This design comes from an exercise in tuning for small area and a short achievable clock period on the open sky130 flow, not from production work.
No functional check of the RTL was part of this run.
Power figures rest on the tool's default switching activity, not on a simulated workload.

### config.mk
export PLATFORM = sky130hd
export DESIGN_NAME = core
export DESIGN_NICKNAME = core
export VERILOG_FILES = /design/flow/design.v
export SDC_FILE = /design/flow/constraint.sdc
export NUM_CORES = 4
export LEC_CHECK = 0
export CAP_MARGIN = 20
export CORE_MARGIN = 2
export CORE_UTILIZATION = 40
export SLEW_MARGIN = 20
### constraint.sdc
create_clock -name core_clock -period 8.0 [get_ports {clk_i}]
set_input_delay 1.6000 -clock core_clock [delete_from_list [all_inputs] [get_ports {clk_i}]]
set_output_delay 1.6000 -clock core_clock [all_outputs]
set_load 0.01 [all_outputs]
### design.v
package riscv_cpu_pkg;
  parameter ADDR_WIDTH = 5;
  parameter DATA_WIDTH = 32;
  parameter CSR_WIDTH  = 16;
  parameter CU_PC_BOOT    = 2'b00;
  parameter CU_PC_STALL   = 2'b01;
  parameter CU_PC_NEXT    = 2'b10;
  parameter BU_MUX_WIDTH = 2; 
  parameter BU_PC_NEXT   = 2'b00;
  parameter BU_PC_JAL    = 2'b01;
  parameter BU_PC_BRANCH = 2'b10;
  parameter OP_MSB     = 6;
  parameter OP_LSB     = 0;
  parameter FUNCT3_MSB = 14;
  parameter FUNCT3_LSB = 12;
  parameter FUNCT7_MSB = 31;
  parameter FUNCT7_LSB = 25;
  parameter REG_S1_MSB = 19;
  parameter REG_S1_LSB = 15;
  parameter REG_S2_MSB = 24;
  parameter REG_S2_LSB = 20;
  parameter REG_RD_MSB = 11;
  parameter REG_RD_LSB = 7;
  parameter IMM_MSB    = 31;
  parameter IMM_LSB    = 20;
  parameter IMM_NBITS = IMM_MSB - IMM_LSB + 1;
  parameter OPCODE_LUI       = 7'h37;
  parameter OPCODE_AUIPC     = 7'h17;
  parameter OPCODE_JAL       = 7'h6F;
  parameter OPCODE_JALR      = 7'h67;
  parameter OPCODE_BRANCH    = 7'h63;
  parameter OPCODE_LOAD      = 7'h03;
  parameter OPCODE_STORE     = 7'h23;
  parameter OPCODE_OP_IMM    = 7'h13;
  parameter OPCODE_OP        = 7'h33;
  parameter OPCODE_MISC_MEM  = 7'h0F;
  parameter OPCODE_SYSTEM    = 7'h73;
  parameter BEQ  = 3'b000;
  parameter BNE  = 3'b001;
  parameter BLT  = 3'b100;
  parameter BGE  = 3'b101;
  parameter BLTU = 3'b110;
  parameter BGEU = 3'b111;
  parameter LB   = 3'b000;
  parameter LH   = 3'b001;
  parameter LW   = 3'b010;
  parameter LBU  = 3'b100;
  parameter LHU  = 3'b101;
  parameter SB = 3'b000;
  parameter SH = 3'b001;
  parameter SW = 3'b010;
  parameter ADDI  = 3'b000;
  parameter SLTI  = 3'b010;
  parameter SLTIU = 3'b011;
  parameter XORI  = 3'b100;
  parameter ORI   = 3'b110;
  parameter ANDI  = 3'b111;
  parameter SLLI  = 3'b001;
  parameter SRI   = 3'b101;
  parameter ADD  = 3'b000;
  parameter SLL  = 3'b001;
  parameter SLT  = 3'b010;
  parameter SLTU = 3'b011;
  parameter XOR  = 3'b100;
  parameter SR   = 3'b101;
  parameter OR   = 3'b110;
  parameter AND  = 3'b111;
  parameter OP_A_REG   = 2'b00;
  parameter OP_A_IMM   = 2'b01;
  parameter OP_A_PC    = 2'b10;
  parameter OP_B_REG   = 0;
  parameter OP_B_IMM   = 1;
  parameter ALU_OP_WIDTH = 4;
  parameter ALU_ADD  = 4'b0000;
  parameter ALU_SUB  = 4'b0001;
  parameter ALU_XOR  = 4'b0010;
  parameter ALU_AND  = 4'b0011;
  parameter ALU_OR   = 4'b0100;
  parameter ALU_SLT  = 4'b0101;
  parameter ALU_SLTU = 4'b0110;
  parameter ALU_SLL  = 4'b0111;
  parameter ALU_SRL  = 4'b1000;
  parameter ALU_SRA  = 4'b1001;
  parameter IMM_MUX_WIDTH = 2;
  parameter IMM_Z     = 2'b00;
  parameter IMM_I     = 2'b01;
  parameter IMM_S     = 2'b10;
  parameter IMM_J     = 2'b11;
  parameter JAL_JUMP      = 0;
  parameter JAL_JUMPR     = 1;
  parameter CSR_CARRY    = 0;
  parameter CSR_OVERFLOW = 1;
  parameter CSR_SIGN     = 2;
  parameter CSR_ZERO     = 3;
  parameter NO_BRANCH         = 2'b00;
  parameter BRANCH_IF_EQUAL   = 2'b01;
  parameter BRANCH_IF_EQUAL_N = 2'b10;
  parameter BRANC_IF_SIGN     = 2'b11;
  parameter WDATA_MUX_WIDTH = 1;
  parameter WDATA_ALU = 1'b0;
  parameter WDATA_MEM = 1'b1;
  parameter JALR_RDATA_MUX_WIDTH = 1;
  parameter JALR_RDATA_REG = 1'b0;
  parameter JALR_RDATA_MEM = 1'b1;
  parameter ALU_DATA_A_MUX_WIDTH = 2;
  parameter ALU_DATA_A_REG = 2'b00;
  parameter ALU_DATA_A_MEM = 2'b01;
  parameter ALU_DATA_A_WB  = 2'b10;
  parameter ALU_DATA_B_MUX_WIDTH = 2;
  parameter ALU_DATA_B_REG = 2'b00;
  parameter ALU_DATA_B_MEM = 2'b01;
  parameter ALU_DATA_B_WB  = 2'b10;
typedef struct packed {
  logic  [ALU_OP_WIDTH-1:0] alu_op;
} ex_ctl_t;
typedef struct packed {
  logic             [1:0] branch_mux;
  logic                   mem_we;
} mem_ctl_t;
typedef struct packed {
  logic                        reg_we;
  logic  [WDATA_MUX_WIDTH-1:0] wdata_mux;
} wb_ctl_t;
typedef struct packed {
  logic  [DATA_WIDTH-1:0] imm;
  logic  [DATA_WIDTH-1:0] alu_data_a;
  logic  [DATA_WIDTH-1:0] alu_data_b;
  logic  [ADDR_WIDTH-1:0] reg_raddr_a;
  logic  [ADDR_WIDTH-1:0] reg_raddr_b;
  logic                   data_a_reg;   
  logic                   data_b_reg;   
  logic            [31:0] pc;
  logic            [31:0] branch_addr;
  logic  [DATA_WIDTH-1:0] mem_wdata;
  logic  [ADDR_WIDTH-1:0] dest_reg;
} id2ex_t;
typedef struct packed {
  logic            [31:0] pc;
  logic            [31:0] branch_addr;
  logic  [DATA_WIDTH-1:0] mem_wdata;
  logic  [ADDR_WIDTH-1:0] dest_reg;
  logic  [DATA_WIDTH-1:0] alu_result;
} ex2mem_t;
typedef struct packed {
  logic       [ADDR_WIDTH-1:0] dest_reg;
  logic       [DATA_WIDTH-1:0] alu_result;
  logic       [DATA_WIDTH-1:0] mem_data;
} mem2wb_t;
endpackage : riscv_cpu_pkg
import riscv_cpu_pkg::*;
module branch_unit
(
  input  logic clk_i,
  input  logic rst_ni,
  input  logic branch_taken_i,
  input  logic jal_op_i,
  output logic [BU_MUX_WIDTH-1:0] pc_mux_o
);
  always_comb begin
    pc_mux_o = BU_PC_NEXT;
    if(branch_taken_i) begin
      pc_mux_o = BU_PC_BRANCH;
    end else if(jal_op_i) begin
      pc_mux_o = BU_PC_JAL;
    end
  end
endmodule
import riscv_cpu_pkg::*;
module if_stage
#(
) (
  input  logic                      clk_i,
  input  logic                      rst_ni,
  output logic                      instr_req_o,
  output logic               [31:0] instr_addr_o,
  input  logic               [31:0] instr_rdata_i,
  input  logic               [31:0] branch_addr_i,
  input  logic               [31:0] jal_addr_i,
  input  logic                      jal_op_i,
  input  logic                      stall_id_i,
  input  logic                [1:0] cu_pc_mux_i,              
  input  logic                      branch_taken_i,
  input  logic               [31:0] boot_addr_i,
  output logic               [31:0] instr_rdata_id_o,         
  output logic               [31:0] pc_if_o
);
  logic      [31:0] next_addr;
  logic      [31:0] pc_q;
  logic      [31:0] pc_d;
  logic      [31:0] pc_old_q;
  logic      [31:0] pc_old_d;
  logic      [31:0] instr_reg_q;
  logic      [31:0] instr_reg_d;
  logic  [BU_MUX_WIDTH-1:0] bu_pc_mux;
  logic                     bu_jal_op;
  branch_unit branch_unit_i (
    .clk_i            (clk_i),
    .rst_ni           (rst_ni),
    .branch_taken_i   (branch_taken_i),
    .jal_op_i         (bu_jal_op),
    .pc_mux_o         (bu_pc_mux)
  );
  assign instr_req_o = 1'b1;
  assign bu_jal_op = jal_op_i;
  always_comb begin
    case(cu_pc_mux_i)
      CU_PC_BOOT:     next_addr = boot_addr_i;
      CU_PC_STALL:    next_addr = pc_q;
      CU_PC_NEXT:     next_addr = pc_q + 4;
      default:        next_addr = pc_q + 4;
    endcase
  end
  always_comb begin
    pc_d = pc_q;
    case(bu_pc_mux)
      BU_PC_NEXT:    pc_d = next_addr;
      BU_PC_BRANCH:  pc_d = branch_addr_i;
      BU_PC_JAL:     pc_d = jal_addr_i;
    endcase
  end
  assign pc_old_d     = pc_q;
  assign instr_reg_d  = instr_rdata_i;
  always_ff @(posedge clk_i or negedge rst_ni) begin
    if(~rst_ni) begin
      pc_q        <= '0;
      pc_old_q    <= '0;
      instr_reg_q <= '0;
    end else begin
      if(stall_id_i == 1'b0) begin
        pc_q        <= pc_d;
        pc_old_q    <= pc_old_d;
        instr_reg_q <= instr_reg_d;
      end
    end
  end
  assign pc_if_o          = pc_old_q;
  assign instr_rdata_id_o = instr_reg_q;
  assign instr_addr_o = pc_q;
endmodule
import riscv_cpu_pkg::*;
module register_file
#(
) (
  input  logic                  clk_i,
  input  logic                  rst_ni,
  input  logic [ADDR_WIDTH-1:0]  raddr_a_i,
  output logic [DATA_WIDTH-1:0]  rdata_a_o,
  input  logic [ADDR_WIDTH-1:0]  raddr_b_i,
  output logic [DATA_WIDTH-1:0]  rdata_b_o,
  input logic [ADDR_WIDTH-1:0]   waddr_a_i,
  input logic [DATA_WIDTH-1:0]   wdata_a_i,
  input logic                    we_a_i
);
  localparam NUM_WORDS = 2 ** ADDR_WIDTH;
  logic [DATA_WIDTH-1:0] registers [NUM_WORDS-1:0];
  logic [NUM_WORDS-1:0] we_a_dec;
  generate
    genvar j;
    for(j = 0; j < NUM_WORDS; j++) begin
      assign we_a_dec[j] = (j == waddr_a_i) ? we_a_i : 1'b0;
    end
  endgenerate
  always_ff @(posedge clk_i or negedge rst_ni) begin
    if (~rst_ni) begin
      registers[0] <= 32'b0;
    end else begin
      registers[0] <= 32'b0;
    end
  end
  generate
    genvar i;
    for(i = 1; i < NUM_WORDS; i++) begin
      always @(posedge clk_i or negedge rst_ni) begin
        if(~rst_ni) begin
          registers[i] <= '0;
        end else if(we_a_dec[i] == 1'b1) begin
          registers[i] = wdata_a_i;
        end
      end
    end
  endgenerate
  always_comb begin  
    rdata_a_o = registers[raddr_a_i];
    rdata_b_o = registers[raddr_b_i];
    if(we_a_i == 1'b1) begin
      if(waddr_a_i == raddr_a_i) begin
        rdata_a_o = wdata_a_i;
      end
      if(waddr_a_i == raddr_b_i) begin
        rdata_b_o = wdata_a_i;
      end
    end
  end
endmodule
import riscv_cpu_pkg::*;
module control_unit
#(
) (
  input  logic clk_i,
  input  logic rst_ni,
  input  logic [31:0] instr_i,
  output logic                 [1:0] data_a_mux_o,
  output logic                       data_b_mux_o,
  output logic   [IMM_MUX_WIDTH-1:0] imm_mux_o,
  output logic    [ALU_OP_WIDTH-1:0] alu_op_o,
  output logic      [ADDR_WIDTH-1:0] reg_raddr_a_o,
  output logic      [ADDR_WIDTH-1:0] reg_raddr_b_o,
  output logic                       reg_we_o,
  output logic                 [1:0] branch_mux_o,
  output logic [WDATA_MUX_WIDTH-1:0] wdata_mux_o,
  output logic                       mem_we_o,
  output logic            [1:0] pc_mux_o,
  output logic                  jal_op_o,
  output logic            [1:0] jal_mux_o
);
  logic [6:0] opcode;
  logic [2:0] funct3;
  assign opcode = instr_i[OP_MSB:OP_LSB];
  assign funct3 = instr_i[FUNCT3_MSB:FUNCT3_LSB];
  always_comb begin
    data_a_mux_o = OP_A_REG;
    data_b_mux_o = OP_B_IMM;
    imm_mux_o    = IMM_Z;
    alu_op_o     = ALU_ADD;
    branch_mux_o = NO_BRANCH;
    wdata_mux_o  = WDATA_ALU;
    pc_mux_o     = CU_PC_NEXT;
    reg_we_o     = 1'b0;
    jal_op_o     = 1'b0;
    jal_mux_o    = JAL_JUMP;
    mem_we_o     = 1'b0; 
    reg_raddr_a_o = instr_i[REG_S1_MSB:REG_S1_LSB];  
    reg_raddr_b_o = instr_i[REG_S2_MSB:REG_S2_LSB];  
    case(opcode)
      OPCODE_LUI: data_a_mux_o = OP_A_REG;
      OPCODE_AUIPC: data_a_mux_o = OP_A_REG;
      OPCODE_JAL: begin       
        jal_op_o      = 1'b1;
        data_a_mux_o  = OP_A_PC;
        imm_mux_o     = IMM_J;
        data_b_mux_o  = OP_B_IMM;
        alu_op_o      = ALU_ADD;
        reg_we_o      = 1'b1;
        wdata_mux_o   = WDATA_ALU;
        jal_mux_o     = JAL_JUMP;
      end
      OPCODE_JALR: begin      
        jal_op_o      = 1'b1;
        data_a_mux_o  = OP_A_PC;
        imm_mux_o     = IMM_J;
        data_b_mux_o  = OP_B_IMM;
        alu_op_o      = ALU_ADD;
        reg_we_o      = 1'b1;
        wdata_mux_o   = WDATA_ALU;
        jal_mux_o     = JAL_JUMPR;
      end
      OPCODE_BRANCH: begin    
        data_a_mux_o  = OP_A_REG;
        data_b_mux_o  = OP_B_REG;
        alu_op_o      = ALU_SUB;
        case(funct3)
          BEQ:     branch_mux_o = BRANCH_IF_EQUAL;
          BNE:     branch_mux_o = BRANCH_IF_EQUAL_N;
          default: branch_mux_o = NO_BRANCH;
        endcase
      end
      OPCODE_LOAD: begin
        reg_we_o      = 1'b1;
        wdata_mux_o   = WDATA_MEM;
        data_a_mux_o  = OP_A_REG;
        imm_mux_o     = IMM_I;
        alu_op_o      = ALU_ADD;
      end
      OPCODE_STORE: begin
        data_a_mux_o  = OP_A_REG;
        data_b_mux_o  = OP_B_IMM;
        imm_mux_o     = IMM_S;
        alu_op_o      = ALU_ADD;
        mem_we_o      = 1'b1;
      end
      OPCODE_OP_IMM: begin
        imm_mux_o     = IMM_I;
        data_a_mux_o  = OP_A_REG;
        data_b_mux_o  = OP_B_IMM;
        reg_we_o      = 1'b1;
        wdata_mux_o   = WDATA_ALU;
        case(funct3)
          ADDI : alu_op_o = ALU_ADD;
          SLTI : alu_op_o = ALU_SLT;
          SLTIU: alu_op_o = ALU_SLTU;
          XORI : alu_op_o = ALU_XOR;
          ORI  : alu_op_o = ALU_OR;
          ANDI : alu_op_o = ALU_AND;
          SLLI : alu_op_o = ALU_SLL;
          SRI  : if(instr_i[30] == 1'b0) begin alu_op_o = ALU_SRL; end else begin alu_op_o = ALU_SRA; end
        endcase
      end
      OPCODE_OP: begin
        data_a_mux_o  = OP_A_REG;
        data_b_mux_o  = OP_B_REG;
        reg_we_o      = 1'b1;
        wdata_mux_o   = WDATA_ALU;
        case(funct3)
          ADD : if(instr_i[30] == 1'b0) begin alu_op_o = ALU_ADD; end else begin alu_op_o = ALU_SUB; end
          SLL : alu_op_o = ALU_SLL;
          SLT : alu_op_o = ALU_SLT;
          SLTU: alu_op_o = ALU_SLTU;
          XOR : alu_op_o = ALU_XOR;
          SR  : if(instr_i[30] == 1'b0) begin alu_op_o = ALU_SRL; end else begin alu_op_o = ALU_SRA; end
          OR  : alu_op_o = ALU_OR;
          AND : alu_op_o = ALU_AND;
        endcase
      end
      OPCODE_MISC_MEM: data_a_mux_o = OP_A_REG;
      OPCODE_SYSTEM:   data_a_mux_o = OP_A_REG;
      default: ;
    endcase  
  end
endmodule
import riscv_cpu_pkg::*;
module id_stage
(
  input  logic                      clk_i,     
  input  logic                      rst_ni,    
  input  logic               [31:0] instr_rdata_i,
  input  logic               [31:0] pc_id_i,
  input  logic     [ADDR_WIDTH-1:0] waddr_a_i,
  input  logic     [DATA_WIDTH-1:0] wdata_a_i,
  input  logic                      we_a_i,
  output logic                [1:0] pc_mux_o,
  output logic                      jal_op_o,
  output logic               [31:0] jal_addr_o,
  input logic                       branch_taken_i,
  input logic                       stall_ex_i,
  input  logic [JALR_RDATA_MUX_WIDTH-1:0] jalr_rdata_mux_i,
  input  logic     [DATA_WIDTH-1:0] alu_result_i,
  output logic     [ADDR_WIDTH-1:0] raddr_a_o,
  output logic                      jalr_op_o,
  output riscv_cpu_pkg::ex_ctl_t                   ex_ctl_o,
  output riscv_cpu_pkg::mem_ctl_t                  mem_ctl_o,
  output riscv_cpu_pkg::wb_ctl_t                   wb_ctl_o,
  output riscv_cpu_pkg::id2ex_t                    ex_pipeline_o
);
  logic  [ADDR_WIDTH-1:0] raddr_a;
  logic  [DATA_WIDTH-1:0] rdata_a;
  logic  [ADDR_WIDTH-1:0] raddr_b;
  logic  [DATA_WIDTH-1:0] rdata_b;
  logic  [ADDR_WIDTH-1:0] waddr_a;
  logic  [DATA_WIDTH-1:0] wdata_a;
  logic                   we_a;
  logic [1:0] data_a_mux;
  logic data_b_mux;
  logic [IMM_MUX_WIDTH-1:0] imm_mux;
  logic [ALU_OP_WIDTH-1:0]  alu_op;
  logic [ADDR_WIDTH-1:0]    reg_raddr_a;
  logic [ADDR_WIDTH-1:0]    reg_raddr_b;
  logic reg_we;
  logic [1:0] branch_mux;
  logic [WDATA_MUX_WIDTH-1:0] wdata_mux;
  logic [1:0] jal_mux;
  logic [DATA_WIDTH-1:0] data_a;
  logic [DATA_WIDTH-1:0] data_b;
  logic                  data_a_reg;
  logic                  data_b_reg;
  logic [ADDR_WIDTH-1:0] dest_reg;
  logic [DATA_WIDTH-1:0] imm;
  logic [DATA_WIDTH-1:0] mem_wdata;
  logic                  mem_we;
  logic [31:0] jal_offset;
  logic [31:0] jalr_offset;
  logic  [DATA_WIDTH-1:0] jalr_rdata;
  logic [31:0] branch_offset;
  riscv_cpu_pkg::ex_ctl_t ex_ctl_d;
  riscv_cpu_pkg::ex_ctl_t ex_ctl_q;
  riscv_cpu_pkg::mem_ctl_t mem_ctl_d;
  riscv_cpu_pkg::mem_ctl_t mem_ctl_q;
  riscv_cpu_pkg::wb_ctl_t wb_ctl_d;
  riscv_cpu_pkg::wb_ctl_t wb_ctl_q;
  riscv_cpu_pkg::id2ex_t ex_pipeline_d;
  riscv_cpu_pkg::id2ex_t ex_pipeline_q;
  register_file #(
  ) register_file_i (
    .clk_i          (clk_i),
    .rst_ni         (rst_ni),
    .raddr_a_i      (raddr_a),
    .rdata_a_o      (rdata_a),
    .raddr_b_i      (raddr_b),
    .rdata_b_o      (rdata_b),
    .waddr_a_i      (waddr_a),
    .wdata_a_i      (wdata_a),
    .we_a_i         (we_a)
  );
  control_unit #(
  ) control_unit_i (
    .clk_i          (clk_i),
    .rst_ni         (rst_ni),
    .instr_i        (instr_rdata_i),
    .data_a_mux_o   (data_a_mux),
    .data_b_mux_o   (data_b_mux),
    .imm_mux_o      (imm_mux),
    .alu_op_o       (alu_op),
    .reg_raddr_a_o  (reg_raddr_a),
    .reg_raddr_b_o  (reg_raddr_b),
    .reg_we_o       (reg_we),
    .branch_mux_o   (branch_mux),
    .wdata_mux_o    (wdata_mux),
    .mem_we_o       (mem_we),
    .pc_mux_o       (pc_mux_o),
    .jal_op_o       (jal_op_o),
    .jal_mux_o      (jal_mux)
  );
  assign raddr_a          = reg_raddr_a;
  assign raddr_b          = reg_raddr_b;
  assign waddr_a          = waddr_a_i;
  assign wdata_a          = wdata_a_i;
  assign we_a             = we_a_i;
  assign dest_reg         = instr_rdata_i[REG_RD_MSB:REG_RD_LSB];  
  assign mem_wdata        = rdata_b;
  always_comb begin : jmp_offset_sign_extension
    jal_offset[31] = instr_rdata_i[31];
    jal_offset[30:19] = {12{instr_rdata_i[31]}};
    jal_offset[18:11] = instr_rdata_i[19:12];
    jal_offset[10] = instr_rdata_i[20];
    jal_offset[9:0] = instr_rdata_i[30:21];
    jalr_offset[31] = instr_rdata_i[31];
    jalr_offset[30:11] = {20{instr_rdata_i[31]}};
    jalr_offset[10:0] = instr_rdata_i[30:20];
    branch_offset[31] = instr_rdata_i[31];
    branch_offset[30:11] = {20{instr_rdata_i[31]}};
    branch_offset[10] = instr_rdata_i[7];
    branch_offset[9:4] = instr_rdata_i[30:25];
    branch_offset[3:0] = instr_rdata_i[11:8];
  end : jmp_offset_sign_extension
  always_comb begin : imm_sign_extension
    imm = '0;
    case(imm_mux)
      IMM_Z:  imm = '0;
      IMM_I:  begin
        imm[DATA_WIDTH-1:IMM_NBITS-1]  = {(DATA_WIDTH-IMM_NBITS+1){instr_rdata_i[IMM_MSB]}};
        imm[IMM_NBITS-2:0] = instr_rdata_i[IMM_MSB-1:IMM_LSB];
      end
      IMM_S:  begin  
        imm[DATA_WIDTH-1:11]  = {21{instr_rdata_i[31]}};
        imm[IMM_NBITS-2:0] = {instr_rdata_i[30:25], instr_rdata_i[11:7]};
      end
      IMM_J:  imm = 4;
    endcase
  end : imm_sign_extension
  always_comb begin
    data_a = rdata_a;
    data_b = rdata_b;
    data_a_reg = 1'b0;
    data_b_reg = 1'b0;
    case(data_a_mux)
      OP_A_REG: begin
        data_a = rdata_a;
        data_a_reg = 1'b1;
      end
      OP_A_IMM:   data_a = imm;
      OP_A_PC:    data_a = pc_id_i;
    endcase
    case(data_b_mux)
      OP_B_REG: begin
        data_b = rdata_b;
        data_b_reg = 1'b1;
      end
      OP_B_IMM:    data_b = imm;
    endcase
  end
  always_comb begin
    jalr_rdata = raddr_a;
    case(jalr_rdata_mux_i)
      JALR_RDATA_REG: jalr_rdata = raddr_a;
      JALR_RDATA_MEM: jalr_rdata = alu_result_i;
    endcase
  end
  always_comb begin
    jalr_op_o = 1'b0;
    case(jal_mux)
      JAL_JUMP:  jal_addr_o = pc_id_i + jal_offset;
      JAL_JUMPR: begin   
        jal_addr_o = jalr_rdata + jalr_offset;
        jalr_op_o = 1'b1;
      end
      default:   jal_addr_o = pc_id_i + jal_offset;
    endcase
  end
  assign ex_ctl_d.alu_op                      = (branch_taken_i == 1'b0) ? alu_op : ALU_ADD;
  assign mem_ctl_d.branch_mux                 = (branch_taken_i == 1'b0) ? branch_mux : BU_PC_NEXT;
  assign mem_ctl_d.mem_we                     = (branch_taken_i == 1'b0) ? mem_we     : 1'b0;
  assign wb_ctl_d.reg_we                      = (branch_taken_i == 1'b0) ? reg_we    : 1'b0;
  assign wb_ctl_d.wdata_mux                   = (branch_taken_i == 1'b0) ? wdata_mux : WDATA_ALU;
  assign ex_pipeline_d.imm                    = (branch_taken_i == 1'b0) ? imm : 32'b0;
  assign ex_pipeline_d.alu_data_a             = (branch_taken_i == 1'b0) ? data_a : 32'b0;
  assign ex_pipeline_d.alu_data_b             = (branch_taken_i == 1'b0) ? data_b : 32'b0;
  assign ex_pipeline_d.reg_raddr_a            = (branch_taken_i == 1'b0) ? raddr_a : {ADDR_WIDTH{1'b0}};
  assign ex_pipeline_d.reg_raddr_b            = (branch_taken_i == 1'b0) ? raddr_b : {ADDR_WIDTH{1'b0}};
  assign ex_pipeline_d.data_a_reg             = (branch_taken_i == 1'b0) ? data_a_reg : 1'b0;
  assign ex_pipeline_d.data_b_reg             = (branch_taken_i == 1'b0) ? data_b_reg : 1'b0;
  assign ex_pipeline_d.pc                     = (branch_taken_i == 1'b0) ? pc_id_i : '0;
  assign ex_pipeline_d.branch_addr            = (branch_taken_i == 1'b0) ? pc_id_i + branch_offset : 32'b0;
  assign ex_pipeline_d.mem_wdata              = (branch_taken_i == 1'b0) ? mem_wdata : 32'b0;
  assign ex_pipeline_d.dest_reg               = (branch_taken_i == 1'b0) ? dest_reg : {ADDR_WIDTH{1'b0}};
  always_ff @(posedge clk_i or negedge rst_ni) begin
    if(~rst_ni) begin
      ex_ctl_q      <= '0;
      mem_ctl_q     <= '0;
      wb_ctl_q      <= '0;
      ex_pipeline_q <= '0;
    end else begin
      if(stall_ex_i == 1'b0) begin
        ex_ctl_q      <= ex_ctl_d;
        mem_ctl_q     <= mem_ctl_d;
        wb_ctl_q      <= wb_ctl_d;
        ex_pipeline_q <= ex_pipeline_d;
      end
    end
  end
  assign ex_ctl_o      = ex_ctl_q;
  assign mem_ctl_o     = mem_ctl_q;
  assign wb_ctl_o      = wb_ctl_q;
  assign ex_pipeline_o = ex_pipeline_q;
  assign raddr_a_o     = raddr_a;
endmodule
import riscv_cpu_pkg::*;
module alu
#(
) (
  input  logic  [DATA_WIDTH-1:0] 		data_a_i,
  input  logic  [DATA_WIDTH-1:0] 		data_b_i,
  input  logic  [ALU_OP_WIDTH-1:0]  op_i,
  output logic  [DATA_WIDTH-1:0] 		data_o
);
always_comb begin
	data_o = '0;
	case(op_i)
    ALU_ADD:  data_o = data_a_i + data_b_i;
    ALU_SUB:  data_o = data_a_i - data_b_i;
    ALU_XOR:  data_o = data_a_i ^ data_b_i;
		ALU_AND:  data_o = data_a_i & data_b_i;
    ALU_OR :  data_o = data_a_i | data_b_i;
    ALU_SLT:  data_o = (data_a_i - data_b_i) < 0 ? 1 : 0;
    ALU_SLTU: data_o = (data_a_i - data_b_i) < 0 ? 1 : 0;
    ALU_SLL:  data_o = data_a_i << data_b_i[4:0];
    ALU_SRL:  data_o = data_a_i >> data_b_i[4:0];
    ALU_SRA:  data_o = data_a_i >> data_b_i[4:0];
	endcase
end
endmodule
import riscv_cpu_pkg::*;
module ex_stage
#(
) (
  input  logic                   clk_i,     
  input  logic                   rst_ni,    
  input  riscv_cpu_pkg::ex_ctl_t                 ex_ctl_i,
  input  riscv_cpu_pkg::mem_ctl_t                mem_ctl_i,
  input  riscv_cpu_pkg::wb_ctl_t                 wb_ctl_i,
  output riscv_cpu_pkg::mem_ctl_t                mem_ctl_o,
  output riscv_cpu_pkg::wb_ctl_t                 wb_ctl_o,
  input  logic                    branch_taken_i,
  input  logic                    clear_ex_i,
  input  riscv_cpu_pkg::id2ex_t                 ex_pipeline_i,
  output riscv_cpu_pkg::ex2mem_t                mem_pipeline_o,
  input  logic [DATA_WIDTH-1:0] alu_result_i,
  input  logic [DATA_WIDTH-1:0] mem_data_i,
  input logic  [ALU_DATA_A_MUX_WIDTH-1:0] alu_data_a_mux_i,
  input logic  [ALU_DATA_B_MUX_WIDTH-1:0] alu_data_b_mux_i,
  output logic  [ADDR_WIDTH-1:0] reg_raddr_a_o,
  output logic  [ADDR_WIDTH-1:0] reg_raddr_b_o,
  output logic                   data_a_reg_o,
  output logic                   data_b_reg_o,
  output logic  [ADDR_WIDTH-1:0] dest_reg_o,
  output logic                   reg_we_o
);
  logic  [DATA_WIDTH-1:0] alu_data_a;
  logic  [DATA_WIDTH-1:0] alu_data_b;
  logic  [ALU_OP_WIDTH-1:0] alu_op;
  logic [DATA_WIDTH-1:0] alu_result;
  riscv_cpu_pkg::mem_ctl_t mem_ctl_d;
  riscv_cpu_pkg::mem_ctl_t mem_ctl_q;
  riscv_cpu_pkg::wb_ctl_t wb_ctl_d;
  riscv_cpu_pkg::wb_ctl_t wb_ctl_q;
  riscv_cpu_pkg::ex2mem_t mem_pipeline_d;
  riscv_cpu_pkg::ex2mem_t mem_pipeline_q;
  assign reg_raddr_a_o = ex_pipeline_i.reg_raddr_a;
  assign reg_raddr_b_o = ex_pipeline_i.reg_raddr_b;
  assign data_a_reg_o  = ex_pipeline_i.data_a_reg;
  assign data_b_reg_o  = ex_pipeline_i.data_b_reg;
  assign alu_op     = ex_ctl_i.alu_op;
  assign mem_pipeline_d.pc          = (branch_taken_i == 1'b0 && clear_ex_i == 1'b0) ? ex_pipeline_i.pc : '0;
  assign mem_pipeline_d.branch_addr = (branch_taken_i == 1'b0 && clear_ex_i == 1'b0) ? ex_pipeline_i.branch_addr : '0;
  assign mem_pipeline_d.mem_wdata   = (branch_taken_i == 1'b0 && clear_ex_i == 1'b0) ? ex_pipeline_i.mem_wdata : 32'b0;
  assign mem_pipeline_d.dest_reg    = (branch_taken_i == 1'b0 && clear_ex_i == 1'b0) ? ex_pipeline_i.dest_reg : {ADDR_WIDTH{1'b0}};
  assign mem_pipeline_d.alu_result  = (branch_taken_i == 1'b0 && clear_ex_i == 1'b0) ? alu_result : 32'b0;
  assign mem_ctl_d = (branch_taken_i == 1'b0 && clear_ex_i == 1'b0) ? mem_ctl_i : {NO_BRANCH, 1'b0};
  assign wb_ctl_d  = (branch_taken_i == 1'b0 && clear_ex_i == 1'b0) ? wb_ctl_i  : {1'b0, WDATA_ALU};
  always_comb begin
    case(alu_data_a_mux_i)
      ALU_DATA_A_REG: alu_data_a = ex_pipeline_i.alu_data_a;
      ALU_DATA_A_MEM: alu_data_a = alu_result_i;
      ALU_DATA_A_WB : alu_data_a = mem_data_i;
      default       : alu_data_a = ex_pipeline_i.alu_data_a;
    endcase
    case(alu_data_b_mux_i)
      ALU_DATA_B_REG: alu_data_b = ex_pipeline_i.alu_data_b;
      ALU_DATA_B_MEM: alu_data_b = alu_result_i;
      ALU_DATA_B_WB : alu_data_b = mem_data_i;
      default       : alu_data_b = ex_pipeline_i.alu_data_b;
    endcase
  end
  alu #(
  ) alu_i (
    .data_a_i     (alu_data_a),
    .data_b_i     (alu_data_b),
    .op_i         (alu_op),
    .data_o       (alu_result)
  );
  always_ff @(posedge clk_i or negedge rst_ni) begin
    if(~rst_ni) begin
      mem_ctl_q      <= '0;
      wb_ctl_q       <= '0;
      mem_pipeline_q <= '0;
    end else begin
      mem_ctl_q         <= mem_ctl_d;
      wb_ctl_q          <= wb_ctl_d;
      mem_pipeline_q    <= mem_pipeline_d;
    end
  end
  assign mem_ctl_o      = mem_ctl_q;
  assign wb_ctl_o       = wb_ctl_q;
  assign mem_pipeline_o = mem_pipeline_q;
  assign dest_reg_o     = ex_pipeline_i.dest_reg;
  assign reg_we_o       = wb_ctl_i.reg_we;
endmodule
import riscv_cpu_pkg::*;
module load_store_unit_simple
#(
) (
  input  logic                   clk_i,
  input  logic                   rst_ni,
  output logic                   data_req_o,
  input  logic                   data_gnt_i,
  input  logic                   data_rvalid_i,
  output logic  [DATA_WIDTH-1:0] data_addr_o,
  output logic                   data_we_o,
  output logic             [3:0] data_be_o,
  output logic  [DATA_WIDTH-1:0] data_wdata_o,
  input  logic  [DATA_WIDTH-1:0] data_rdata_i,
  input  logic                   mem_we_i,          
  input  logic  [DATA_WIDTH-1:0] mem_wdata_i,       
  input  logic            [31:0] mem_addr_i,
  output logic  [DATA_WIDTH-1:0] mem_rdata_o       
);
  assign data_addr_o  = mem_addr_i;
  assign data_we_o    = mem_we_i;
  assign data_wdata_o = mem_wdata_i;
  assign data_be_o    = 4'hF;  
  assign data_req_o   = 1'b1;
  assign mem_rdata_o = data_rdata_i;
endmodule
import riscv_cpu_pkg::*;
module mem_branch_ctl
#(
) (
  input  logic                  clk_i,
  input  logic                  rst_ni,
  input  logic           [31:0] pc_i,
  input  logic [DATA_WIDTH-1:0] alu_result_i,
  input  logic            [1:0] branch_mux_i,
  output logic                  taken_o
);
  logic flag_zero;
  logic flag_sign;
  assign flag_zero = (alu_result_i == 0) ? 1'b1 : 1'b0;
  assign flag_sign = alu_result_i[31];
  always_comb begin
    taken_o = 1'b0;
    case(branch_mux_i)
      NO_BRANCH:          taken_o = 1'b0;
      BRANCH_IF_EQUAL:    taken_o = flag_zero;
      BRANCH_IF_EQUAL_N:  taken_o = ~flag_zero;
      BRANC_IF_SIGN:      taken_o = flag_sign;
    endcase  
  end
endmodule
import riscv_cpu_pkg::*;
module mem_stage
#(
) (
  input  logic                   clk_i,
  input  logic                   rst_ni,
  input  riscv_cpu_pkg::mem_ctl_t               mem_ctl_i,
  input  riscv_cpu_pkg::wb_ctl_t                wb_ctl_i,
  output riscv_cpu_pkg::wb_ctl_t                wb_ctl_o,
  input  riscv_cpu_pkg::ex2mem_t                mem_pipeline_i,
  output riscv_cpu_pkg::mem2wb_t                wb_pipeline_o,
  output logic            [31:0] branch_addr_o,
  output logic                   taken_o,
  output logic  [DATA_WIDTH-1:0] alu_result_o,   
  output logic  [ADDR_WIDTH-1:0] dest_reg_o,
  output logic                   reg_we_o,
  output logic  [WDATA_MUX_WIDTH-1:0] wb_mux_o,
  output logic                   data_req_o,
  input  logic                   data_gnt_i,
  input  logic                   data_rvalid_i,
  output logic  [DATA_WIDTH-1:0] data_addr_o,
  output logic                   data_we_o,
  output logic             [3:0] data_be_o,
  output logic  [DATA_WIDTH-1:0] data_wdata_o,
  input  logic  [DATA_WIDTH-1:0] data_rdata_i
);
  logic            [31:0] pc          ;
  logic             [1:0] branch_mux  ;
  logic            [31:0] branch_addr ;
  logic  [ADDR_WIDTH-1:0] dest_reg;
  logic  [DATA_WIDTH-1:0] alu_result;
  logic  [DATA_WIDTH-1:0] wdata;
  logic                   we;
  logic [31:0] b_pc;
  logic [DATA_WIDTH-1:0] b_alu_result;
  logic b_taken;
  logic [1:0] b_branch_mux;
  logic                   lsu_we;
  logic  [DATA_WIDTH-1:0] lsu_wdata;
  logic            [31:0] lsu_addr;
  logic  [DATA_WIDTH-1:0] lsu_rdata;
  riscv_cpu_pkg::wb_ctl_t wb_ctl_d;
  riscv_cpu_pkg::wb_ctl_t wb_ctl_q;
  riscv_cpu_pkg::mem2wb_t wb_pipeline_d;
  riscv_cpu_pkg::mem2wb_t wb_pipeline_q;
  load_store_unit_simple #(
  ) load_store_unit_simple_i (
    .clk_i                    ( clk_i          ),
    .rst_ni                   ( rst_ni         ),
    .data_req_o               ( data_req_o     ),
    .data_gnt_i               ( data_gnt_i     ),
    .data_rvalid_i            ( data_rvalid_i  ),
    .data_addr_o              ( data_addr_o    ),
    .data_we_o                ( data_we_o      ),
    .data_be_o                ( data_be_o      ),
    .data_wdata_o             ( data_wdata_o   ),
    .data_rdata_i             ( data_rdata_i   ),
    .mem_we_i                 ( lsu_we         ),
    .mem_wdata_i              ( lsu_wdata      ),
    .mem_addr_i               ( lsu_addr       ),
    .mem_rdata_o              ( lsu_rdata      )
  );
  mem_branch_ctl #(
  ) mem_branch_ctl_i (
    .clk_i              (clk_i),
    .rst_ni             (rst_ni),
    .pc_i               (b_pc),
    .alu_result_i       (b_alu_result),
    .branch_mux_i       (b_branch_mux),
    .taken_o            (b_taken)
  );
  assign pc            = mem_pipeline_i.pc;
  assign branch_addr   = mem_pipeline_i.branch_addr;
  assign wdata         = mem_pipeline_i.mem_wdata;
  assign dest_reg      = mem_pipeline_i.dest_reg;
  assign alu_result    = mem_pipeline_i.alu_result;  
  assign branch_mux    = mem_ctl_i.branch_mux;
  assign we            = mem_ctl_i.mem_we;
  assign b_pc          = pc;
  assign b_branch_mux  = branch_mux;
  assign b_alu_result  = alu_result;
  assign wb_ctl_d      = wb_ctl_i;
  assign wb_pipeline_d.dest_reg   = dest_reg;
  assign wb_pipeline_d.alu_result = alu_result;
  assign wb_pipeline_d.mem_data   = lsu_rdata;
  assign lsu_addr   = alu_result;
  assign lsu_wdata  = wdata;
  assign lsu_we     = we;
  always_ff @(posedge clk_i or negedge rst_ni) begin
    if(~rst_ni) begin
      wb_ctl_q          <= '0;
      wb_pipeline_q     <= '0;
    end else begin
      wb_ctl_q          <= wb_ctl_d;
      wb_pipeline_q     <= wb_pipeline_d;
    end
  end
  assign wb_ctl_o       = wb_ctl_q;
  assign wb_pipeline_o  = wb_pipeline_q;
  assign branch_addr_o  = branch_addr;
  assign taken_o        = b_taken;
  assign alu_result_o   = alu_result;
  assign dest_reg_o     = dest_reg;
  assign reg_we_o       = wb_ctl_i.reg_we;
  assign wb_mux_o       = wb_ctl_i.wdata_mux;
endmodule
import riscv_cpu_pkg::*;
module wb_stage
#(
) (
  input  logic                   clk_i,
  input  logic                   rst_ni,
  input  riscv_cpu_pkg::wb_ctl_t                wb_ctl_i,
  input  riscv_cpu_pkg::mem2wb_t                wb_pipeline_i,
  output logic  [DATA_WIDTH-1:0] wdata_o,
  output logic  [ADDR_WIDTH-1:0] dest_reg_o,
  output logic                   we_o,
  output logic  [DATA_WIDTH-1:0] mem_data_o   
);
  logic                        reg_we;
  logic  [WDATA_MUX_WIDTH-1:0] wdata_mux;
  logic       [ADDR_WIDTH-1:0] dest_reg;
  logic       [DATA_WIDTH-1:0] alu_result;
  logic       [DATA_WIDTH-1:0] mem_data;
  assign reg_we       = wb_ctl_i.reg_we;
  assign wdata_mux    = wb_ctl_i.wdata_mux;
  assign dest_reg     = wb_pipeline_i.dest_reg;
  assign alu_result   = wb_pipeline_i.alu_result;
  assign mem_data     = wb_pipeline_i.mem_data;
  always_comb begin
    wdata_o = alu_result;
    case(wdata_mux)
      WDATA_ALU: wdata_o = alu_result;
      WDATA_MEM: wdata_o = mem_data;
      default: wdata_o = alu_result;
    endcase
  end
  assign dest_reg_o   = dest_reg;
  assign we_o         = reg_we;
  assign mem_data_o   = wdata_o;
endmodule
import riscv_cpu_pkg::*;
module forwarding_unit
#(
) (
  input  logic clk_i,
  input  logic rst_ni,
  input  logic [ADDR_WIDTH-1:0] id_raddr_a_i,
  input  logic [ADDR_WIDTH-1:0] ex_raddr_a_i,
  input  logic [ADDR_WIDTH-1:0] ex_raddr_b_i,
  input  logic                  ex_data_a_reg_i,
  input  logic                  ex_data_b_reg_i,
  input  logic [ADDR_WIDTH-1:0] ex_dest_reg_i,
  input  logic [ADDR_WIDTH-1:0] mem_dest_reg_i,
  input  logic [ADDR_WIDTH-1:0] wb_dest_reg_i,
  input  logic ex_reg_we_i,
  input  logic mem_reg_we_i,
  input  logic wb_reg_we_i,
  input  logic jalr_op_i,
  input  logic mem_wb_mux_i,
  output logic [ALU_DATA_A_MUX_WIDTH-1:0] alu_data_a_mux_o,
  output logic [ALU_DATA_B_MUX_WIDTH-1:0] alu_data_b_mux_o,
  output logic [JALR_RDATA_MUX_WIDTH-1:0] jalr_rdata_mux_o,
  output logic stall_id_o,
  output logic stall_ex_o
);
  logic stall_id;  
  logic stall_ex;  
  logic is_load_mem;
  assign is_load_mem = (mem_wb_mux_i == WDATA_MEM) ? 1'b1 : 1'b0;
  always_comb begin
    jalr_rdata_mux_o = JALR_RDATA_REG;
    if(((id_raddr_a_i == mem_dest_reg_i && mem_reg_we_i) && jalr_op_i) && mem_dest_reg_i != {ADDR_WIDTH{1'b0}}) begin
      jalr_rdata_mux_o = JALR_RDATA_MEM;
    end  
  end
  always_comb begin
    alu_data_a_mux_o = ALU_DATA_A_REG;
    if(((ex_raddr_a_i == mem_dest_reg_i && mem_reg_we_i) && ex_data_a_reg_i) && mem_dest_reg_i != {ADDR_WIDTH{1'b0}}) begin
      alu_data_a_mux_o = ALU_DATA_A_MEM;
    end else if(((ex_raddr_a_i == wb_dest_reg_i && wb_reg_we_i) && ex_data_a_reg_i) && wb_dest_reg_i != {ADDR_WIDTH{1'b0}}) begin
      alu_data_a_mux_o = ALU_DATA_A_WB;
    end
    alu_data_b_mux_o = ALU_DATA_B_REG;
    if(((ex_raddr_b_i == mem_dest_reg_i && mem_reg_we_i) && ex_data_b_reg_i) && mem_dest_reg_i != {ADDR_WIDTH{1'b0}}) begin
      alu_data_b_mux_o = ALU_DATA_B_MEM;
    end else if(((ex_raddr_b_i == wb_dest_reg_i && wb_reg_we_i) && ex_data_a_reg_i) && wb_dest_reg_i != {ADDR_WIDTH{1'b0}}) begin
      alu_data_b_mux_o = ALU_DATA_B_WB;
    end
  end
  always_comb begin
    stall_id = '0;
    stall_ex = '0;
    if(((id_raddr_a_i == ex_dest_reg_i && ex_reg_we_i) && jalr_op_i) && ex_dest_reg_i != {ADDR_WIDTH{1'b0}}) begin
      stall_id = 1'b1;
    end
    if((((ex_raddr_a_i == mem_dest_reg_i || ex_raddr_b_i == mem_dest_reg_i) && mem_reg_we_i) && is_load_mem) && mem_dest_reg_i != {ADDR_WIDTH{1'b0}}) begin
      stall_id = 1'b1;
      stall_ex = 1'b1;
    end
  end
  assign stall_id_o = stall_id;
  assign stall_ex_o = stall_ex;
endmodule
import riscv_cpu_pkg::*;
module core
#(
) (
  input  logic        clk_i,
  input  logic        rst_ni,
  output logic        instr_req_o,
  input  logic        instr_gnt_i,
  input  logic        instr_rvalid_i,
  output logic [31:0] instr_addr_o,
  input  logic [31:0] instr_rdata_i,
  output logic        data_req_o,
  input  logic        data_gnt_i,
  input  logic        data_rvalid_i,
  output logic        data_we_o,
  output logic [3:0]  data_be_o,
  output logic [31:0] data_addr_o,
  output logic [31:0] data_wdata_o,
  input  logic [31:0] data_rdata_i,
  input  logic [31:0] irq_i,
  output logic        irq_ack_o,
  output logic [4:0]  irq_id_o,
  input  logic        fetch_enable_i,
  input  logic [31:0] boot_addr_i
);
  logic [31:0]           if_instr_rdata;
  logic [1:0]            if_cu_pc_mux;
  logic [31:0]           if_branch_addr;
  logic [31:0]           if_jal_addr;
  logic                  if_jal_op;
  logic [31:0]           id_instr_rdata;
  logic [31:0]           id_pc;
  logic [DATA_WIDTH-1:0] id_wdata_a;
  logic [ADDR_WIDTH-1:0] id_raddr_a;
  logic                  id_jalr_op;
  logic [ADDR_WIDTH-1:0] ex_reg_raddr_a;
  logic [ADDR_WIDTH-1:0] ex_reg_raddr_b;
  logic                  ex_data_a_reg;
  logic                  ex_data_b_reg;
  logic [ADDR_WIDTH-1:0] ex_dest_reg;
  logic                  ex_reg_we;
  riscv_cpu_pkg::ex_ctl_t ex_ex_ctl;
  riscv_cpu_pkg::mem_ctl_t ex_mem_ctl;
  riscv_cpu_pkg::wb_ctl_t ex_wb_ctl;
  riscv_cpu_pkg::id2ex_t ex_pipeline;
  logic                  mem_branch_taken;
  logic [ADDR_WIDTH-1:0] mem_dest_reg;
  logic                  mem_reg_we;
  logic [WDATA_MUX_WIDTH-1:0] mem_wb_mux;
  logic [DATA_WIDTH-1:0] mem_alu_result;
  riscv_cpu_pkg::mem_ctl_t mem_mem_ctl;
  riscv_cpu_pkg::wb_ctl_t mem_wb_ctl;
  riscv_cpu_pkg::ex2mem_t mem_pipeline;
  logic [ADDR_WIDTH-1:0] wb_dest_reg;
  logic                  wb_reg_we;
  logic [DATA_WIDTH-1:0] wb_mem_data;
  riscv_cpu_pkg::wb_ctl_t wb_wb_ctl;
  riscv_cpu_pkg::mem2wb_t wb_pipeline;
  logic [ALU_DATA_A_MUX_WIDTH-1:0] fu_alu_data_a_mux;
  logic [ALU_DATA_A_MUX_WIDTH-1:0] fu_alu_data_b_mux;
  logic [JALR_RDATA_MUX_WIDTH-1:0] fu_jalr_rdata_mux;
  logic                            fu_stall_id;
  logic                            fu_stall_ex;
  assign irq_ack_o = 1'b0;
  assign irq_id_o = 1'b0;
  assign if_instr_rdata = instr_rdata_i;
  if_stage #(
  ) if_stage_i (
    .clk_i             (clk_i),
    .rst_ni            (rst_ni),
    .instr_rdata_i     (if_instr_rdata),
    .instr_req_o       (instr_req_o),
    .instr_addr_o      (instr_addr_o),
    .branch_addr_i     (if_branch_addr),
    .jal_addr_i        (if_jal_addr),
    .jal_op_i          (if_jal_op),
    .stall_id_i        (fu_stall_id),
    .cu_pc_mux_i       (if_cu_pc_mux),
    .branch_taken_i    (mem_branch_taken),
    .boot_addr_i       (boot_addr_i),
    .instr_rdata_id_o  (id_instr_rdata),
    .pc_if_o           (id_pc)
  );
  id_stage #(
  ) id_stage_i (
    .clk_i            (clk_i),
    .rst_ni           (rst_ni),
    .instr_rdata_i    (id_instr_rdata),
    .pc_id_i          (id_pc),
    .waddr_a_i        (wb_dest_reg),
    .wdata_a_i        (id_wdata_a),
    .we_a_i           (wb_reg_we),
    .pc_mux_o         (if_cu_pc_mux),
    .jal_op_o         (if_jal_op),
    .jal_addr_o       (if_jal_addr),
    .branch_taken_i   (mem_branch_taken),
    .stall_ex_i       (fu_stall_ex),
    .jalr_rdata_mux_i (fu_jalr_rdata_mux),
    .alu_result_i     (mem_alu_result),
    .raddr_a_o        (id_raddr_a),
    .jalr_op_o        (id_jalr_op),
    .ex_ctl_o         (ex_ex_ctl),
    .mem_ctl_o        (ex_mem_ctl),
    .wb_ctl_o         (ex_wb_ctl),
    .ex_pipeline_o    (ex_pipeline)
  );
  ex_stage #(
  ) ex_stage_i (
    .clk_i             (clk_i),
    .rst_ni            (rst_ni),
    .ex_ctl_i          (ex_ex_ctl),
    .mem_ctl_i         (ex_mem_ctl),
    .wb_ctl_i          (ex_wb_ctl),
    .mem_ctl_o         (mem_mem_ctl),
    .wb_ctl_o          (mem_wb_ctl),
    .branch_taken_i    (mem_branch_taken),
    .clear_ex_i        (fu_stall_ex),
    .ex_pipeline_i     (ex_pipeline),
    .mem_pipeline_o    (mem_pipeline),
    .alu_result_i      (mem_alu_result),
    .mem_data_i        (wb_mem_data),
    .alu_data_a_mux_i  (fu_alu_data_a_mux),
    .alu_data_b_mux_i  (fu_alu_data_b_mux),
    .reg_raddr_a_o     (ex_reg_raddr_a),
    .reg_raddr_b_o     (ex_reg_raddr_b),
    .data_a_reg_o      (ex_data_a_reg),
    .data_b_reg_o      (ex_data_b_reg),
    .dest_reg_o        (ex_dest_reg),
    .reg_we_o          (ex_reg_we)
  );
  mem_stage #(
  ) mem_stage_i (
    .clk_i             (clk_i),
    .rst_ni            (rst_ni),
    .mem_ctl_i         (mem_mem_ctl),
    .wb_ctl_i          (mem_wb_ctl),
    .wb_ctl_o          (wb_wb_ctl),
    .mem_pipeline_i    (mem_pipeline),
    .wb_pipeline_o     (wb_pipeline),
    .branch_addr_o     (if_branch_addr),
    .taken_o           (mem_branch_taken),
    .alu_result_o      (mem_alu_result),
    .dest_reg_o        (mem_dest_reg),
    .reg_we_o          (mem_reg_we),
    .wb_mux_o          (mem_wb_mux),
    .data_req_o        (data_req_o),
    .data_gnt_i        (data_gnt_i),
    .data_rvalid_i     (data_rvalid_i),
    .data_addr_o       (data_addr_o),
    .data_we_o         (data_we_o),
    .data_be_o         (data_be_o),
    .data_wdata_o      (data_wdata_o),
    .data_rdata_i      (data_rdata_i)
  );
  wb_stage #(
  ) wb_stage_i (
    .clk_i             (clk_i),
    .rst_ni            (rst_ni),
    .wb_ctl_i          (wb_wb_ctl),
    .wb_pipeline_i     (wb_pipeline),
    .wdata_o           (id_wdata_a),
    .dest_reg_o        (wb_dest_reg),
    .we_o              (wb_reg_we),
    .mem_data_o        (wb_mem_data)
  );
  forwarding_unit #(
  ) forwarding_unit_i (
    .clk_i           (clk_i),
    .rst_ni          (rst_ni),
    .id_raddr_a_i    (id_raddr_a),
    .ex_raddr_a_i    (ex_reg_raddr_a),
    .ex_raddr_b_i    (ex_reg_raddr_b),
    .ex_data_a_reg_i (ex_data_a_reg),
    .ex_data_b_reg_i (ex_data_b_reg),
    .ex_dest_reg_i   (ex_dest_reg),
    .mem_dest_reg_i  (mem_dest_reg),
    .wb_dest_reg_i   (wb_dest_reg),
    .ex_reg_we_i     (ex_reg_we),
    .mem_reg_we_i    (mem_reg_we),
    .wb_reg_we_i     (wb_reg_we),
    .jalr_op_i       (id_jalr_op),
    .mem_wb_mux_i    (mem_wb_mux),
    .alu_data_a_mux_o(fu_alu_data_a_mux),
    .alu_data_b_mux_o(fu_alu_data_b_mux),
    .jalr_rdata_mux_o(fu_jalr_rdata_mux),
    .stall_id_o      (fu_stall_id),
    .stall_ex_o      (fu_stall_ex)
  );
endmodule
### run.sh
#!/bin/bash
# synth_recipe.tcl (not shown) runs the flow's synth.tcl, then flattens the netlist and writes it again
# the make line also repeats each setting of config.mk as NAME=value (left out here)
make -C /OpenROAD-flow-scripts/flow DESIGN_CONFIG=/design/flow/config.mk WORK_HOME=/design/flow/orfs CLKGATE_MAP_FILE= SYNTH_SCRIPT=/design/flow/synth_recipe.tcl finish
==> flow_metrics.py <==
metrics = {
    "finish": {
        "nets": 8742,
        "synthToLayoutAreaGrowth_pct": 13.8,
        "final_cell_mix": "dfrtp_1, a21oi_1, nand2_1, nor2_1, o21ai_0",
        "fin_cells": 11116,
    },
    "yosys": {
        "netlist-cell-type-count": 97,
        "synth-seq-cells": 1419,
        "synth_top_family_by_area": "compound AO/OA/AOI/OAI gates",
        "synth_top_area_frac": 0.458,
        "synth.most_common_cell": "dfrtp_1",
        "ys_top_cells_by_count": "dfrtp_1, nor2_1, a21oi_1",
    },
    "grt": {
        "grt_usage": 0.393,
        "grt_max_degree": 178,
    },
    "sta": {
        "drv_slew": 0,
        "grt_setup_unrepaired": "no",
        "timing.final.crit_share": 0.939,
        "relSlewSlack": 0.0659,
        "setup_ws_ns": 0.490,
    },
    "critical_path": {
        "slowest_delay_ns": 0.81,
        "reg2reg_to": "ex_stage_i.mem_pipeline_q[28]",
        "cp.arrival_ns": 8.26,
        "cp.depth": 21,
        "reg2reg_depth": 21,
    },
    "floorplanning": {
        "core_um2": 193000,
        "fp.dieW_um": 444,
        "start_util": 0.403,
    },
    "worst_hold_path": {
        "hp-start": "ex_stage_i.wb_ctl_q[1]",
        "hold_class": "reg -> reg",
    },
    "flow_run": {
        "drv_cap": 0,
    },
    "placement": {
        "dp_cells": 10784,
        "place_area_um2": 82600,
    },
    "routing": {
        "routedWlPerCell_um": 35.8,
        "drt_iter0_drc": 13320,
    },
    "power": {
        "clk-power_mw": 7.76,
        "peakVddDrop_v": 0.000224,
        "power.leakage_nw": 38.3,
    },
    "cts": {
        "cts_tree": "done",
        "cts.sinks": 1419,
    },
    "run_status": {
        "outcome": "finished clean",
    },
}
## flip-flops by register name, summed over array words and instances (netlist names)
register and flops:
id_stage_i.register_file_i.registers 992, mem_stage_i.wb_ctl_q 2, id_stage_i.wb_ctl_q 2, id_stage_i.mem_ctl_q 3, id_stage_i.ex_ctl_q 4, if_stage_i.pc_q 32
if_stage_i.instr_reg_q 32, ex_stage_i.mem_pipeline_q 101, id_stage_i.ex_pipeline_q 145, mem_stage_i.wb_pipeline_q 69, ex_stage_i.mem_ctl_q 3, ex_stage_i.wb_ctl_q 2
if_stage_i.pc_old_q 32
## routing by layer
layer,routed length [µm],vias to the layer above,track usage
met3,57400,2068,0.147
met5,285,-,0.00513
met4,37800,32,0.293
met1,144000,37583,0.498
li1,-,31286,-
met2,158000,6660,0.540
## layout make-up
class                      instances  area [µm²]
timing repair buffer             461        4200
clock buffer                     235        4660
fill                           18392      104000
tap                             2526        3160
clock inverter                    52         810
antenna                           39        97.6
inverter                         110         413
multi-input combinational       6274       39400
sequential                      1419       35500
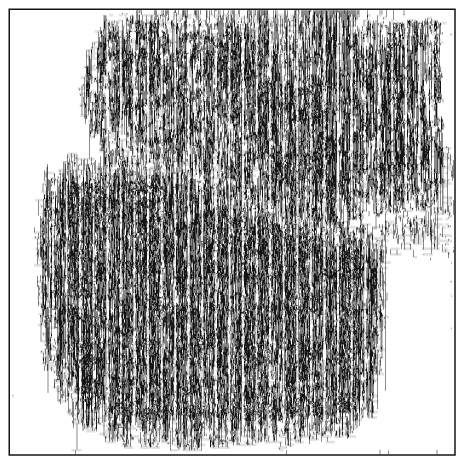
**Above:** signal wires on met2.
(1 px per µm)
share of all routed wire = 40%
wire length on this layer = 158 mm
nets with wire on the layer = 6904
longest straight run = 178 µm

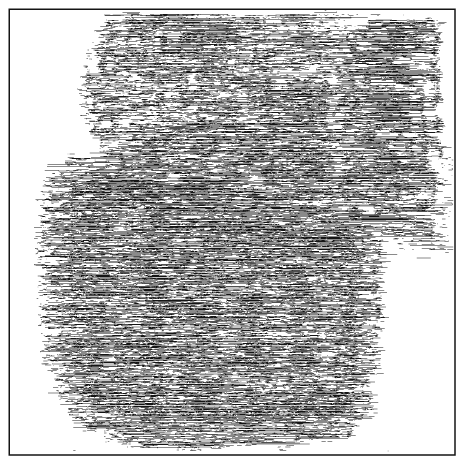
**Above:** M1 wires.
(1 px per µm)
longest straight run = 105 µm
wire length on this layer = 144 mm
nets with wire on the layer = 8163
main direction = horizontal
share of all routed wire = 36%

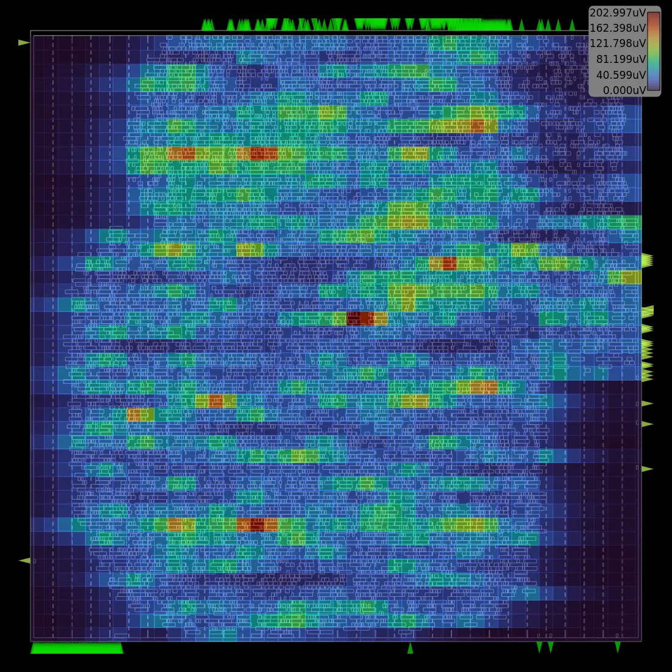
**Above:** static IR drop.
Pwr Total: 21.8 mW
Sw Pwr: 7.68 mW
Int Pwr: 14.2 mW

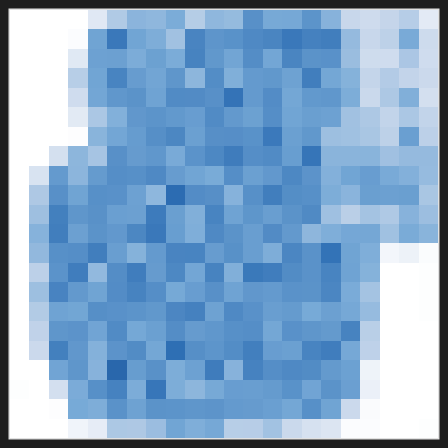
**Above:** cell density map.
22 x 22 tiles, from white (low) to dark blue (high), 0 to 100% covered.
mean over tiles = 43%
fullest tile = 78%
tiles over 75% full = 0.40%
nearly empty tiles = 16%

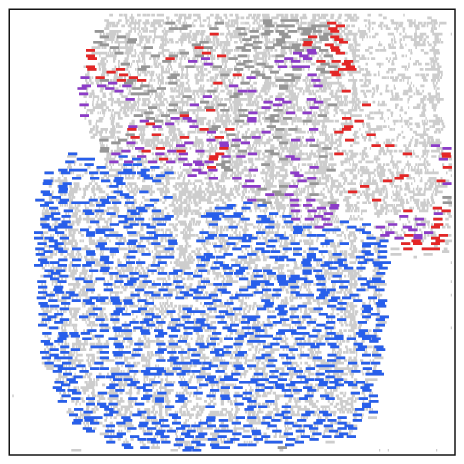
**Above:** sequential cells coloured by netlist name.
(1 px per µm) Other sequential cells in the stronger grey, the rest of the logic in the fainter grey.
ex_stage_i.mem_pipeline_q -> red  # placed flops 101
id_stage_i.register_file_i.registers -> blue  # placed flops 992
id_stage_i.ex_pipeline_q -> purple  # placed flops 145
not coloured = 181

afterwards: timing with drivers on the ports:
The results above use ideal ports. As a check the final layout listed here was re-extracted and re-timed, cells and wires unchanged. Step 1 (the two cells are an assumption about what drives the block):
set clk [get_ports {clk_i}]
set_driving_cell -lib_cell sky130_fd_sc_hd__clkbuf_16 $clk
set_driving_cell -lib_cell sky130_fd_sc_hd__buf_2 [delete_from_list [all_inputs] $clk]
Step 2 also shifts input and output timing later by t, the mid clock arrival at the registers, as if the neighbouring blocks saw the same clock. a / b / c = ideal / step 1 / step 2; a / b = the first two.
t, ns: 0.929
setup slack, ns: 0.490 / 0.490 / 0.490
clock arrival spread, ns: 0.084 / 0.084
After both steps this run still meets setup and hold. For this run, drivers alone change the setup slack by 0.000 ns; drivers and shift together by 0.000 ns.
